Background: an optimization exercise with open tools, aiming at small area and a short achievable clock period. Do not read the settings as production practice. RTL that was checked went through simulation tests only; none was proved equivalent to the original. Not every run is shown, and edits may drop behaviour that the tests do not exercise. The RTL of run 2 was laid out without a check of its function. No activity file was given, so power comes from the tool's default toggle rates.

<file path="flow/design.v">
`timescale 1ns / 10ps
`timescale 1ns / 10ps
module PC1(
       clk,
		 rst,       
		 nextPC,		 
		 currPC);
		 input clk,rst;		 
		 input [5 - 1:0]nextPC;		  
		 output reg [5 - 1:0]currPC;
		always @(posedge clk)
	 begin
    	if (rst) begin
       	 	currPC <= 0;
    	end else begin
        	 currPC <= nextPC+1; 
    end
	end
endmodule	
`timescale 1ns / 10ps
`timescale 1ns / 1ps
module IF_ID_stage(
    clk,
    rst,
    instruction_in,
    instruction_out
    );
    input clk,rst;
    input [32-1:0] instruction_in;
    output reg [32-1:0] instruction_out;
    always @(posedge clk)
    begin
        if(rst)
            begin
                instruction_out<=0;
            end
     else
        begin
            instruction_out<=instruction_in;
        end
     end
endmodule
`timescale 1ns / 10ps
module control(
  input [5:0] inst_cntrl, 
  output reg wen_cntrl,
  output reg alusrc_cntrl,
  output reg regdst_cntrl,
  output reg [2:0] aluop_cntrl
  );
  always@(inst_cntrl)
  begin
    case(inst_cntrl)
			6'b000000: begin
					wen_cntrl=1;
					alusrc_cntrl=0;
					regdst_cntrl=1;
					aluop_cntrl=inst_cntrl[2:0];
			end
        6'b000001: begin
                wen_cntrl=1;
					 alusrc_cntrl=0;
					 regdst_cntrl=1;
                aluop_cntrl=inst_cntrl[2:0];
        end
        6'b000010: begin
                wen_cntrl=1;
					 alusrc_cntrl=0;
					 regdst_cntrl=1;
                aluop_cntrl=inst_cntrl[2:0];
        end
        6'b000011: begin
                wen_cntrl=1;
					 alusrc_cntrl=0;
					 regdst_cntrl=1;
                aluop_cntrl=inst_cntrl[2:0];
        end
        6'b000100: begin
                wen_cntrl=1;
					 alusrc_cntrl=0;
					 regdst_cntrl=1;
                aluop_cntrl=inst_cntrl[2:0];
        end
        6'b000101: begin
                wen_cntrl=1;
					 alusrc_cntrl=0;
					 regdst_cntrl=1;
                aluop_cntrl=inst_cntrl[2:0];
			end
		6'b000110: begin
                wen_cntrl=1;
					 alusrc_cntrl=1;
					 regdst_cntrl=0;
                aluop_cntrl=inst_cntrl[2:0];
        end
		default: begin
				wen_cntrl=1; 
				alusrc_cntrl=0;
				regdst_cntrl=1;
				aluop_cntrl=inst_cntrl[2:0];
		end	
    endcase
  end
endmodule
`timescale 1ns / 10ps
`timescale 1ns / 1ps
module regfile (
	clk,
	rst,
	wen,
	raddr1, 
	raddr2, 
	waddr, 
	wdata, 
	rdata1,
	rdata2
	);
	input clk;
	input rst;
	input wen;
	input [5-1:0] raddr1; 
	input [5-1:0] raddr2; 
	input [5-1:0] waddr; 
	input [32-1:0] wdata; 
	output [32-1:0] rdata1;
	output [32-1:0] rdata2;
	reg [32-1:0] regdata [0:32-1];
integer i;
	always@(posedge clk)
		begin
			if(rst)
				begin
					for (i=0; i<32; i=i+1)
					regdata[i] <=0;
					regdata[8] <=5; 
					regdata[3] <=2;
				end
			else
				regdata[waddr] <= (wen == 1) ? wdata : regdata[waddr]; 
		end
	assign rdata1 = ((wen) && (waddr == raddr1)) ? wdata : regdata[raddr1]; 
	assign rdata2 = ((wen) && (waddr == raddr2)) ? wdata : regdata[raddr2];
endmodule 
`timescale 1ns / 1ps
module signextender(
    input [15:0] input_16,
    output reg [31:0] output_32
);
always @(*) begin
    if (input_16[15] == 1'b1)  
        output_32 = {16'b11111111_11111111, input_16};  
    else  
        output_32 = {16'b00000000_00000000, input_16};  
end
endmodule
`timescale 1ns / 10ps
module ID_EXE_stage (
clk,  rst, aluop_cntrl,rdata1,rdata2,signextender, waddr, aluop_cntrl_out, alusrc_cntrl, 
alusrc_cntrl_out,
rdata1_out , rdata2_out, signextender_out, waddr_out 
);
    input clk, rst;
    input [2:0] aluop_cntrl;
    input [0:0] alusrc_cntrl;
    input [32-1:0] rdata1;
    input [32-1:0] rdata2;
    input [32-1:0] signextender;
    input [5-1:0] waddr;
    output reg [2:0] aluop_cntrl_out;
    output reg [0:0] alusrc_cntrl_out;
    output reg [32-1:0] rdata1_out;
    output reg [32-1:0] rdata2_out;
    output reg [32-1:0] signextender_out; 
    output reg [5-1:0] waddr_out;
always @(posedge clk)
    begin
        if(rst)
            begin
                aluop_cntrl_out <=0;
                alusrc_cntrl_out <=0;
                rdata1_out <=0;
                rdata2_out <=0;
                signextender_out <=0;
                waddr_out <=0;
            end
     else
        begin
            aluop_cntrl_out <=aluop_cntrl;
            alusrc_cntrl_out <=alusrc_cntrl;
            rdata1_out <=rdata1;
            rdata2_out <=rdata2;
            signextender_out <=signextender;
            waddr_out <=waddr;
        end
     end
endmodule
`timescale 1ns / 10ps
module alu(
   a,    
   b,    
   op,    
   out    
   );
   input [32-1:0] a, b;
   input [2:0] op;
   output reg [32-1:0] out;
always @(a or b or op )
begin
   case(op)
       6'b000000: out = a+b;
       6'b000001: out = a - b;
       6'b000010: out = a & b;
       6'b000011:  out = a^b;
       6'b000100: out = a<=b;
       6'b000101: out = a*b;
       6'b000110: out = a+b;
default: out = 0;  
   endcase
end
endmodule
`timescale 1ns / 10ps
`timescale 1ns / 1ps
module ID_IMEM_stage(
    clk,
    rst,
    waddr,
    alures,
    waddr_out,
    alures_out
    );
    input clk,rst;
    input [5-1:0] waddr;
    input [32-1:0] alures;
    output reg [5-1:0] waddr_out;
    output reg [32-1:0] alures_out;
    always @(posedge clk)
    begin
        if(rst)
            begin
                waddr_out<=0;
                alures_out<=0;
            end
     else
        begin
            waddr_out<=waddr;
            alures_out<=alures;
        end
     end
endmodule
`timescale 1ns / 10ps
`timescale 1ns / 1ps
module datapath_mux (
	clk,
	rst,
	inst,
	aluout2
);
input		  clk;
input		  rst;
input  [32-1:0] inst;
output  [32-1:0] aluout2;
wire [2:0]	aluop;
wire alusrc;
wire [2:0]	aluop_output;
wire alusrc_output;
wire regDST;
wire wen;
wire [32-1:0] rdata1;
wire [32-1:0] rdata2;
wire [32-1:0] wdata_out_in;
wire [32-1:0] rdata1_output;
wire [32-1:0] rdata2_output;
wire [32-1:0] wdata_out;
wire [5-1:0] waddr_out;
wire [5-1:0] waddr2_out;
wire [15:0] signextend_input = inst[15:0];
wire [31:0] signextend_output;
wire [31:0] signextend2_output;
wire [32-1:0] aluout;
wire [32-1:0]rdata2_imm=alusrc_output ? signextend2_output : rdata2_output; 
wire [5-1:0]waddr_regDST=regDST ? inst[15:11] : inst[20:16]; 
control C0
(.inst_cntrl(inst[31:26]),.wen_cntrl(wen),.alusrc_cntrl(alusrc),.regdst_cntrl(regDST),.aluop_cntrl(aluop));
regfile RF0
(.clk(clk),.rst(rst),.wen(wen),.raddr1(inst[25:21]),.raddr2(inst[20:16]),.waddr(waddr2_out),.wdata(aluout2),.rdata1(rdata1),.rdata2(rdata2));
signextender S0(
     .input_16(signextend_input),
     .output_32(signextend_output)
);
ID_EXE_stage IE0 (
.clk(clk),  .rst(rst), .aluop_cntrl(aluop),.rdata1(rdata1),.rdata2(rdata2),.signextender(signextend_output), .waddr(waddr_regDST), .aluop_cntrl_out(aluop_output), .alusrc_cntrl(alusrc), 
.alusrc_cntrl_out(alusrc_output),
.rdata1_out(rdata1_output) , .rdata2_out(rdata2_output), .signextender_out(signextend2_output), .waddr_out(waddr_out) 
);
alu ALU0
(.a(rdata1_output),.b(rdata2_imm),.op(aluop_output),.out(aluout));
ID_IMEM_stage IM0(
    .clk(clk),
    .rst(rst),
    .waddr(waddr_out),
    .alures(aluout),
    .waddr_out(waddr2_out),
    .alures_out(aluout2)
    );
endmodule  
`timescale 1ns / 1ps
`timescale 1ns / 10ps
module pipelined_4stage(clk, rst, imem_addr, imem_data, aluout);
input clk;				
input rst;
output [32-1:0] aluout;
output [5-1:0] imem_addr;	 
input  [32-1:0] imem_data;	 
wire [5-1:0] PCount;
wire [32-1:0] Mem_data_output;
wire [32-1:0] IFID_output;
PC1 PC0(
       .clk(clk),
		 .rst(rst),       
		 .nextPC(PCount),		 
		 .currPC(PCount)
		 );
assign imem_addr = PCount;
assign Mem_data_output = imem_data;
IF_ID_stage ID0(
    .clk(clk),
    .rst(rst),
    .instruction_in(Mem_data_output),
    .instruction_out(IFID_output)
    );
datapath_mux D0(
	.clk(clk),
	.rst(rst),
	.inst(IFID_output),
	.aluout2(aluout)
);
endmodule
</file>
<file path="flow/run.sh">
#!/bin/bash
# synth_recipe.tcl (not shown) runs the flow's synth.tcl, then flattens the netlist and writes it again
# the make line also repeats each setting of config.mk as NAME=value (left out here)
make -C /OpenROAD-flow-scripts/flow DESIGN_CONFIG=/design/flow/config.mk WORK_HOME=/design/flow/orfs CLKGATE_MAP_FILE= SYNTH_SCRIPT=/design/flow/synth_recipe.tcl finish
</file>
<file path="flow/config.mk">
export PLATFORM = sky130hd
export DESIGN_NAME = pipelined_4stage
export DESIGN_NICKNAME = pipelined_4stage
export VERILOG_FILES = /design/flow/design.v
export SDC_FILE = /design/flow/constraint.sdc
export NUM_CORES = 4
export LEC_CHECK = 0
export CAP_MARGIN = 20
export CORE_MARGIN = 2
export CORE_UTILIZATION = 40
export SLEW_MARGIN = 20
</file>
<file path="flow/constraint.sdc">
create_clock -name core_clock -period 10.0 [get_ports {clk}]
set_input_delay 2.0000 -clock core_clock [delete_from_list [all_inputs] [get_ports {clk}]]
set_output_delay 2.0000 -clock core_clock [all_outputs]
set_load 0.01 [all_outputs]
</file>
==> metrics.yaml, run 1 <==
inv_count: 460
n_clock_buffer: 173
worstHoldStart: "ID0.instruction_out[7]"
syn_area_per_cell_um2: 12.7
route.detailed.drc: 0
routed_wl_um: 257000
fmaxAchievable_ghz: 0.114
crit_arrival_ns: 9.44
yosys.area_share.simple: 0.116
synth_nets: 6702
start_kind: "flip-flop"
r2r_cells: 29
antenna_found_initial: 14
use_met2: 0.435
yosysWarnings: 8
antenna_cells: 4
clock_sinks: 1187
firstDrtPassIters: 6
required_ns: 10.69
cts_tree: "done"
hold_class: "reg -> reg"
fin_crit_sh: 0.875
critPathMaxStageDelay_ns: 0.65
seq_cell_count: 1187
seqAreaFraction: 0.403
clock_latency_ns: 0.78
leakagePower_nw: 30.4
clkSlewWorstSetupHoldPaths_ns: 0.06
wl_met2_um: 125000
synth_largest_area_cell: "edfxtp_1"
crit_end: "D0.IM0.alures_out[31]"
grt_pass1_wl_um: 372000
drt_iter0_markers: 6151
htree_num_levels: 4
synth_area_leaders: "edfxtp_1 40%, mux4_2 19%, fa_1 11%, nor2_1 5.8%, dfxtp_1 4.2%"
grt_max_degree: 111
period_minus_slack_ns: 8.75
regArea_um2: 34100
synthMuxAreaShare: 0.203
postRouteAntennaNets: 0
synth-xor-area-share: 0.0140
status: "no timing/DRC/antenna violations"
clkCellAreaFrac: 0.0511
top_usage_layer: "met2"
netlist_instances: 6070
ctsRootBufferMaster: "clkbuf_16"
dp_slack_ns: 1.39
fin_skew_ns: 0.0232
grt.total_usage: 0.262
pwr_density_cell_nw_per_um2: 174
synth_ff_type: "edfxtp_1"
syn_to_final_growth_pct: 10.0
slew_viol_final: 0
setup_viol: 0
synth_cell_types: 91
met3_usage: 0.0581
synth_fa_ha_area_frac: 0.137
tns_ns: 0
r2r_setup_slack_ns: 1.25
yosysSeqAreaShare: 0.442
wl_met1_um: 95000
dieHeight_um: 442
total_power_w: 0.0147
nNonClkBuffers: 233
met1_usage: 0.336
multiInputGateArea_um2: 39400
async_flop_share: 0
finalWorstSetupSlack_ns: 1.25
holdPathEnd: "D0.IE0.signextender_out[7]"
largest_cell_class: "multi-input combinational cells"
tightestPinTransition_ns: 1.18
hold_viol: 0
crit_start: "D0.IE0.alusrc_cntrl_out"
wl_per_cell_um: 30.0
cap_violations: 0
==> run 1: through the flow <==
stage | instance area [um2] | hold slack, ns
after floorplan | 76900 | 0.414
after global placement | 80200 | 0.429
after detailed placement | 80200 | 0.425
after CTS | 84600 | 0.441
after global routing | 84600 | 0.460
final | 84600 | 0.439
==> run 1: kinds of logic (layout without fill, tap and decap cells) <==
family | count (synthesis) | in the layout
AO/OA/AOI/OAI | 437 | 437
XOR/XNOR | 120 | 120
adder cells (fa/ha/maj) | 598 | 598
buffers and inverters | 956 | 933
flip-flops | 1187 | 1187
multiplexers | 746 | 746
other | 0 | 4
AND/OR/NAND/NOR | 2026 | 2026
==> run 1: where the power goes <==
part	switching, W	total (W)	leakage (nW)	internal (W)
combinational	0.00232	0.00388	16.4	0.00157
sequential	0.000303	0.00590	11.9	0.00560
clock	0.00206	0.00492	2.13	0.00285
total	0.00468	0.0147	30.4	0.0100
==> run 1: placed cells by master (no fill, tap or decap), drive strengths merged, types with 66 or more instances in the layout <==
cell | netlist | final
a211oi | 75 | 75
a21oi | 115 | 115
and2 | 283 | 283
buf | 165 | 163
clkbuf | 331 | 174
clkdlybuf4s50 | 0 | 69
dfxtp | 163 | 163
edfxtp | 1024 | 1024
fa | 410 | 410
ha | 188 | 188
inv | 458 | 464
mux2i | 98 | 98
mux4 | 640 | 640
nand2 | 314 | 314
nand2b | 77 | 77
nor2 | 1195 | 1195
nor2b | 70 | 70
o21ai | 66 | 66
xnor2 | 86 | 86
==> run 1: sequential cells by signal (all words and copies together) (netlist names) <==
register and count:
D0.IE0.aluop_cntrl_out 3, D0.IE0.alusrc_cntrl_out 1, D0.IE0.rdata1_out 32, D0.IE0.rdata2_out 32
D0.IE0.signextender_out 16, D0.IE0.waddr_out 5, D0.IM0.alures_out 32, D0.IM0.waddr_out 5
D0.RF0.regdata 1024, ID0.instruction_out 32, PC0.currPC 5
==> run 1: critical path, delay by kind of cell, from the launching register on <==
| kind | cells | cell delay [ns] |
|---|---|---|
| adders and majority gates | 9 | 3.88 |
| DFF | 1 | 0.65 |
| and+or+nand+nor | 2 | 0.52 |
| muxes | 1 | 0.36 |
| xor gates and xnor gates | 1 | 0.17 |
| AOI/OAI and AO/OA | 8 | 1.78 |
| buffers and inverters | 8 | 1.27 |
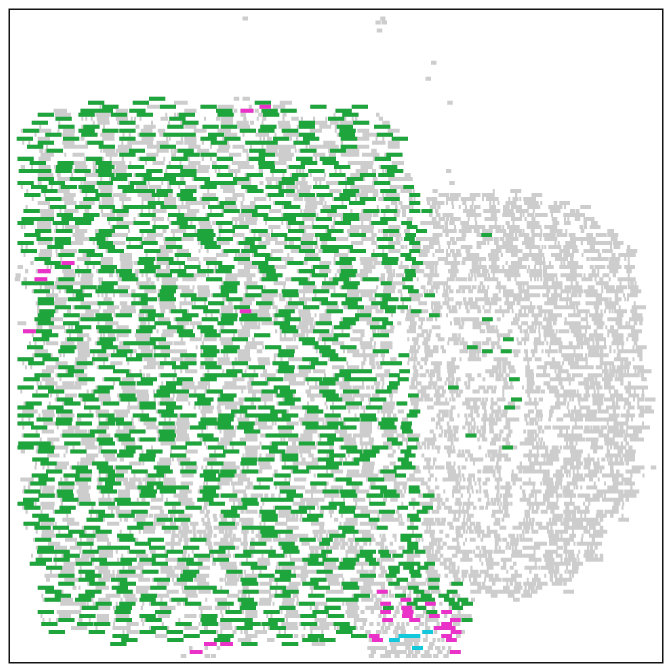
**Above:** run 1 (hierarchy map of the flops).
Other cells in grey.
legend:
  ID0:
    colour: magenta
    placed_flops: 32
  PC0:
    colour: cyan
    placed_flops: 5
  D0:
    colour: green
    placed_flops: 1150
Core Util, Final: 0.444
die area: 196000 um2
Non-Filler Instances: 8562

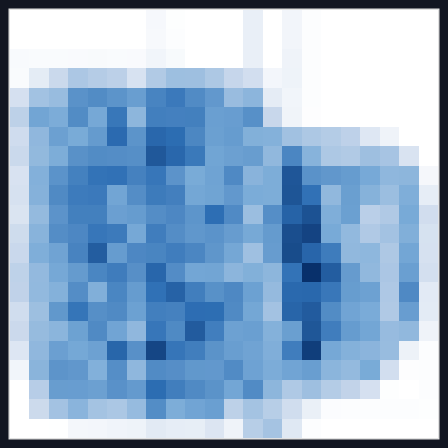
**Above:** run 1 (signal metal coverage by tile).
The die is cut into 22 by 22 equal tiles; white is low, dark blue is high, scaled to the fullest tile. Values are wire area over tile area, all layers added.
densest ninth of the die: middle
mean over tiles: 0.22
emptiest ninth of the die: top right
fullest tile: 0.58
nearly empty tiles: 20%

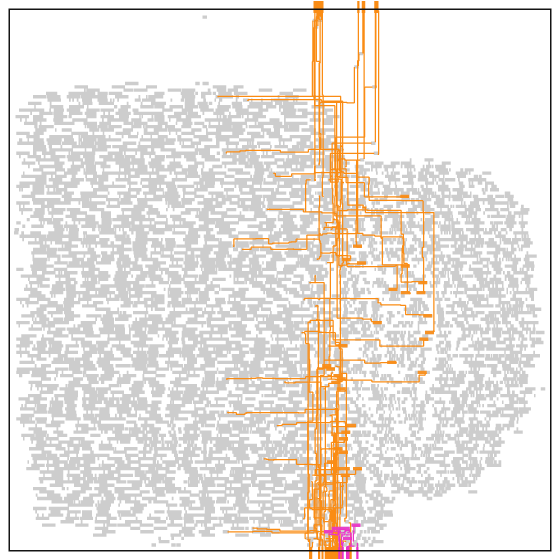
**Above:** run 1 (I/O nets highlighted).
legend:
  aluout:
    colour: orange
    direction: output
    edge: 19 bottom, 13 top
    end_cells: 32
    buffers: 32
    wire: 8310 um
  imem_addr:
    colour: magenta
    direction: output
    edge: bottom
    end_cells: 5
    buffers: 5
    wire: 135 um
Port Buffer Count: 70
# IOs: 71

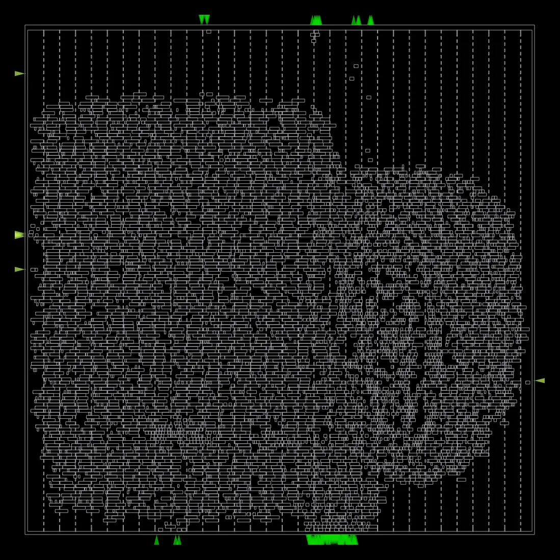
**Above:** run 1 (cell outlines without signal wires).
Well Taps: 2511
CORE AREA: 191000 um2
# fillers: 17300
FP Rows: 160

--- run 2: outline of the changes from run 1 ---
flow/design.v: 337 -> 1655 lines; modules unchanged: 0
  regfile: edited, 37 -> 25 lines
  exec: new, 17 lines
  mulpipe: new, 1530 lines
  fa: new, 6 lines
  ha: new, 6 lines
  pipelined_4stage: edited, 30 -> 71 lines
  removed: PC1, IF_ID_stage, control, signextender, ID_EXE_stage, alu, ID_IMEM_stage, datapath_mux
==> module pipelined_4stage as of run 2 <==
module pipelined_4stage(clk, rst, imem_addr, imem_data, aluout);
  input         clk;
  input         rst;
  output [4:0]  imem_addr;
  input  [31:0] imem_data;
  output [31:0] aluout;
  reg rst_q, rst_qq;
  always @(posedge clk) begin
    rst_q  <= rst;
    rst_qq <= rst_q;
  end
  reg [4:0] pc;
  always @(posedge clk)
    if (rst) pc <= 5'd0;
    else     pc <= pc + 5'd1;
  assign imem_addr = pc;
  reg  [4:0] ex_wa;
  wire       f_addi = (imem_data[31:26] == 6'b000110);
  wire [4:0] f_rs   = imem_data[25:21];
  wire [4:0] f_rt   = imem_data[20:16];
  wire [4:0] f_wa   = (rst_q | rst_qq) ? 5'd0 : ex_wa;
  wire       f_fwa  = (f_rs == f_wa);
  wire       f_fwb  = (f_rt == f_wa) & ~f_addi;
  reg [31:0] id_sa, id_sb;
  reg        id_fwa, id_fwb;
  reg        id_addi;
  reg [2:0]  id_op;
  reg [4:0]  id_rt;
  reg [15:0] id_imm;
  integer k;
  always @(posedge clk) begin
    for (k = 0; k < 32; k = k + 1) begin
      id_sa[k] <= (f_rs == k) & (f_wa != k);
      id_sb[k] <= (f_rt == k) & (f_wa != k) & ~f_addi;
    end
    id_fwa  <= f_fwa;
    id_fwb  <= f_fwb;
    id_addi <= f_addi;
    id_op   <= imem_data[28:26];
    id_rt   <= f_rt;
    id_imm  <= imem_data[15:0];
  end
  reg  [31:0] wb_res;
  reg  [4:0]  wb_wa;
  wire [31:0] rf_a, rf_b;
  regfile RF (.clk(clk), .rst(rst_q), .waddr(wb_wa), .wdata(wb_res),
              .sel1(id_sa), .sel2(id_sb), .rdata1(rf_a), .rdata2(rf_b));
  wire [31:0] d_a = rf_a | ({32{id_fwa}} & wb_res);
  wire [31:0] d_b = rf_b | ({32{id_fwb}} & wb_res) | ({32{id_addi}} & {{16{id_imm[15]}}, id_imm});
  wire [4:0]  d_wa = id_addi ? id_rt : id_imm[15:11];
  reg [31:0] ex_a, ex_b;
  reg [2:0]  ex_op;
  always @(posedge clk) begin
    ex_a  <= d_a;
    ex_b  <= d_b;
    ex_op <= id_op;
    ex_wa <= d_wa;
  end
  wire [31:0] prod;
  mulpipe M (.clk(clk), .a(d_a), .b(d_b), .p(prod));
  wire [31:0] x_res;
  exec EX (.a(ex_a), .b(ex_b), .op(ex_op), .prod(prod), .y(x_res));
  wire kill = rst | rst_q | rst_qq;
  always @(posedge clk)
    if (kill) begin
      wb_res <= 32'd0; wb_wa <= 5'd0;
    end else begin
      wb_res <= x_res; wb_wa <= ex_wa;
    end
  assign aluout = wb_res;
endmodule
==> module regfile as of run 2 <==
module regfile (clk, rst, waddr, wdata, sel1, sel2, rdata1, rdata2);
  input         clk, rst;
  input  [4:0]  waddr;
  input  [31:0] wdata;
  input  [31:0] sel1, sel2;
  output [31:0] rdata1, rdata2;
  wire [31:0] t1 [0:32];
  wire [31:0] t2 [0:32];
  assign t1[0] = 32'd0;
  assign t2[0] = 32'd0;
  genvar g;
  generate
    for (g = 0; g < 32; g = g + 1) begin : R
      reg [31:0] r;
      wire        we = rst | (waddr == g);
      wire [31:0] d  = rst ? ((g == 3) ? 32'd2 : (g == 8) ? 32'd5 : 32'd0) : wdata;
      always @(posedge clk)
        if (we) r <= d;
      assign t1[g + 1] = t1[g] | ({32{sel1[g]}} & r);
      assign t2[g + 1] = t2[g] | ({32{sel2[g]}} & r);
    end
  endgenerate
  assign rdata1 = t1[32];
  assign rdata2 = t2[32];
endmodule
==> module ha as of run 2 <==
module ha (a, b, s, co);
  input a, b;
  output s, co;
  assign s  = a ^ b;
  assign co = a & b;
endmodule
==> module exec as of run 2 <==
module exec (a, b, op, prod, y);
  input  [31:0] a, b, prod;
  input  [2:0]  op;
  output reg [31:0] y;
  wire        sub  = (op == 3'd1);
  wire [31:0] sum  = a + (sub ? ~b : b) + {31'd0, sub};
  wire        le   = (a <= b);
  always @(*)
    case (op)
      3'd0, 3'd1, 3'd6: y = sum;
      3'd2: y = a & b;
      3'd3: y = a ^ b;
      3'd4: y = {31'd0, le};
      3'd5: y = prod;
      default: y = 32'd0;
    endcase
endmodule
==> module fa as of run 2 <==
module fa (a, b, c, s, co);
  input a, b, c;
  output s, co;
  assign s  = a ^ b ^ c;
  assign co = (a & b) | (a & c) | (b & c);
endmodule
--- a/flow/config.mk
+++ b/flow/config.mk
@@ -10,2 +10,3 @@
 export CORE_UTILIZATION = 40
 export SLEW_MARGIN = 20
+export SYNTH_HIERARCHICAL = 1
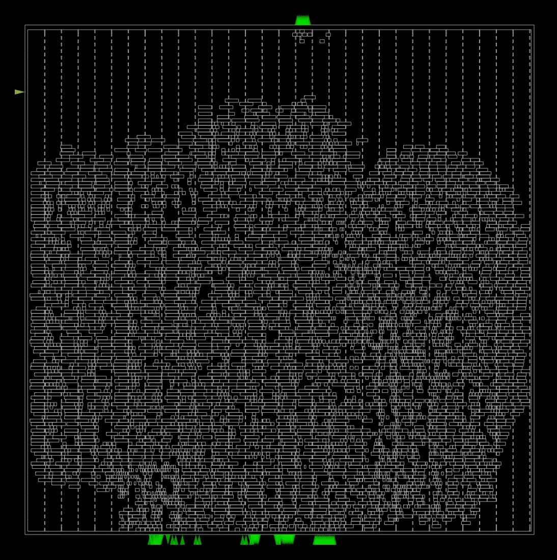
**Above:** run 2 (cell outlines without signal wires).
FP Rows: 152
# fillers: 15400
Non-Filler Instances: 7741
Well Taps: 2310
sequential cell count: 1351

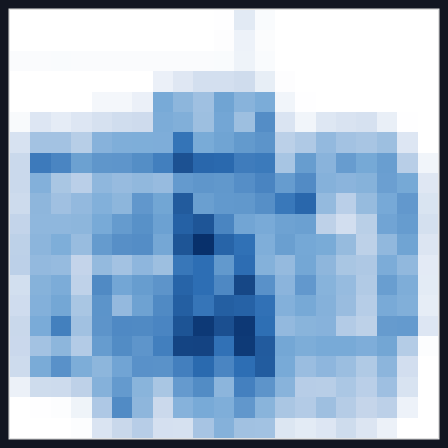
**Above:** run 2 (signal metal coverage by tile).
The die is cut into 21 by 21 equal tiles; white is low, dark blue is high, scaled to the fullest tile. Values are wire area over tile area, all layers added.
fullest tile: 0.70
emptiest ninth of the die: top right
mean over tiles: 0.24
tiles over half the peak: 30%
detailed-route wire length: 248000 um
drt wl/cell: 32.0 um
via count: 49100

==> run 2 against run 1 <==
Against the previous run:
- final area down 8.4%
- hold slack worse by 0.11 ns
- wire length shrank 3.5%
- power is 24% higher
- non-clock buffer count shrank 6
- maximum frequency increased by 61%
- clock skew rose by 0.024 ns
- sequential share of layout area is 7.9 points higher
- first-iteration DRC count increased by 8.6%
- critical path type unchanged
- critical endpoint is now M.q[117]
==> metrics.yaml, run 2 <==
antenna_found_initial: 24
yosysWarnings: 10
hold_buffers: 0
yosysTopAreaCellShare: 0.444
rsz0062_at_grt: "false"
period_minus_slack_ns: 5.42
netlist_instances: 5288
num-nets-final: 5914
leakagePower_nw: 29.1
fmaxAchievable_ghz: 0.184
core-area_um2: 172000
largest_reg_flops: 1024
cap_violations: 0
layout_common_cells: "1025 x a22oi_1, 1024 x edfxtp_1, 540 x and2_1, 408 x fa_1, 325 x dfxtp_1"
final_layout_size_suffix_gt1_frac: 0.0892
postRouteAntennaNets: 0
hold_viol: 0
clkSlewWorstSetupHoldPaths_ns: 0.07
critPathMaxStageDelay_ns: 0.68
grt.total_usage: 0.279
async_flop_share: 0
start_kind: "flip-flop"
layout_commonest_cell: "a22oi_1"
grt_pass1_wl_um: 353000
synth_seq_cells: 1351
dieArea_um2: 176000
slew_viol_final: 0
portBuffers: 70
synth_largest_area_cell: "edfxtp_1"
ctsRootBufferMaster: "clkbuf_16"
synth_area_leaders: "edfxtp_1 44%, fa_1 12%, a22oi_1 11%, dfxtp_1 9.5%, and2_1 4.9%"
globalplace.congestion: 0.937
firstDrtPassIters: 8
synth_ff_type: "edfxtp_1"
largestRegisters: "RF.R.r (1024), M.q (120)"
grt_max_degree: 69
clock_sinks: 1351
hold_class: "reg -> reg"
grt_pass1_vias: 49700
syn_area_per_cell_um2: 13.1
cts_tree: "done"
status: "no timing/DRC/antenna violations"
start_util: 0.403
yosysSeqAreaShare: 0.539
setup_viol: 0
io_pins: 71
drt_iter0_markers: 6679
viasPerCell: 6.35
pwr_density_cell_nw_per_um2: 236
crit_arrival_ns: 6.09
final_util: 0.451
synth_nets: 5891
synth_cell_types: 93
r2r_setup_slack_ns: 4.58
largest_register: "RF.R.r"
clock_latency_ns: 0.80
route.detailed.drc: 0
crit_fanout: 19
syn_to_final_growth_pct: 11.9
dieHeight_um: 420
required_ns: 10.67
tightestPinTransition_ns: 1.25
fin_crit_sh: 0.542
fin_skew_ns: 0.0476
htree_num_levels: 4
cts_setup_buffers: 0
tns_ns: 0
crit_path_cell_trace: "buf_4 -> a22oi_1 -> nand4_1 -> or4_1 -> a221o_1 -> buf_4 -> buf_4 -> and2_1 -> fa_1 -> fa_1 -> fa_1 -> xnor2_1 -> xnor2_1 -> xnor2_1 -> xnor2_1 -> xnor2_1 -> xnor2_1"
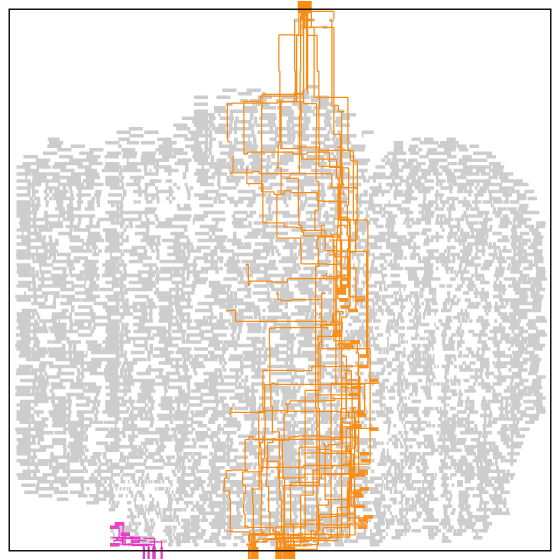
**Above:** run 2 (I/O nets highlighted).
legend:
  aluout:
    colour: orange
    direction: output
    edge: 21 bottom, 11 top
    end_cells: 32
    buffers: 32
    wire: 9660 um
  imem_addr:
    colour: magenta
    direction: output
    edge: bottom
    end_cells: 5
    buffers: 5
    wire: 198 um

[run 2: metal layers]
layer  track usage  part of all wire  wire length [um]
met2         0.437              0.45            112000
met1         0.361              0.39             95700
met4         0.121             0.051             12600
met3        0.0798              0.11             27800
met5             0           0.00030                74
[run 2: where the power goes]
| part | switching (W) | leakage, nW | internal [W] | total, W |
|---|---|---|---|---|
| Clock | 0.00226 | 2.22 | 0.00302 | 0.00528 |
| Combinational | 0.00368 | 13.5 | 0.00235 | 0.00602 |
| Sequential | 0.000348 | 13.3 | 0.00660 | 0.00695 |
[run 2: Yosys stat by module, one instance, submodules excluded]
module | cells | flops+latches
exec | 607 | 0
fa | 1 | 0
ha | 1 | 0
regfile | 2687 | 1024
mulpipe | 1003 | 120
pipelined_4stage | 556 | 207
[run 2: worst max-delay path, delay by kind of cell, from the launching register on]
family                     cells  cell delay (ns)
AOI/OAI and AO/OA              2             0.50
xor gates and xnor gates       6             0.95
adders and majority gates      3             1.27
buffers and inverters          3             0.82
DFF                            1             0.54
and+or+nand+nor                3             1.20
[run 2: cell families after synthesis]
logic type      Yosys count  synth area share
flops                  1351             0.539
compound gates         1429             0.152
simple gates           1367             0.116
buf+inv                 405            0.0250
fa+ha+maj               569             0.147
xor+xnor                151            0.0191
mux                      16           0.00240
[run 2: final cells by class]
class,instances,area (um2),area share
Sequential cell,1351,37300,0.482
Multi-Input combinational cell,3532,30600,0.394
Clock buffer,185,3830,0.0494
Tap cell,2310,2890,0.0373
Timing Repair Buffer,227,1880,0.0243
Clock inverter,71,767,0.00990
Inverter,57,214,0.00276
Antenna cell,8,20.0,0.000258
[run 2: final timing paths]
| kind | start | depth (start not counted) | to |
|---|---|---|---|
| worst max-delay path | id_sb[30] | 17 | M.q[117] |
| worst min register to register | id_op[0] | 0 | ex_op[0] |
| worst min-delay path | id_op[0] | 0 | ex_op[0] |
| worst max register to register | id_sb[30] | 17 | M.q[117] |
[run 2: metrics by stage]
stage | power (W) | instance area (um2) | setup WS (ns) | hold WS (ns)
after global placement | 0.0129 | 72800 | 4.61 | 0.314
final | 0.0183 | 77500 | 4.58 | 0.326
after detailed placement | 0.0130 | 72800 | 4.73 | 0.312
after global routing | 0.0191 | 77400 | 4.41 | 0.334
after CTS | 0.0183 | 77400 | 4.70 | 0.326
after floorplan | 0.0109 | 69200 | 5.86 | 0.310

re-timing with driven ports:
Ports are ideal in the flow. The routed layouts listed here were re-timed in OpenROAD.
Step 1: set_driving_cell puts a clkbuf_16 on clk and a buf_2 on each other input, an assumption about the parent block.
Step 2, shift: input delay + t, output delay - t, t = (earliest + latest rising clock arrival at the registers) / 2. This alone moves slack from input paths to output paths.
Three values: ideal, step 1, step 2; two values: the first two.
run | t (ns) | setup WS [ns] | hold WS [ns] | worst setup path at the end | worst slew at a driven data input, ns
run 1 | 0.851 | 1.252 / 1.252 / 1.252 | 0.439 / 0.439 / 0.439 | register to register | 0.06
run 2 | 0.854 | 4.578 / 4.578 / 4.578 | 0.326 / 0.326 / 0.326 | register to register | 0.04
After both steps every run listed still meets setup and hold.
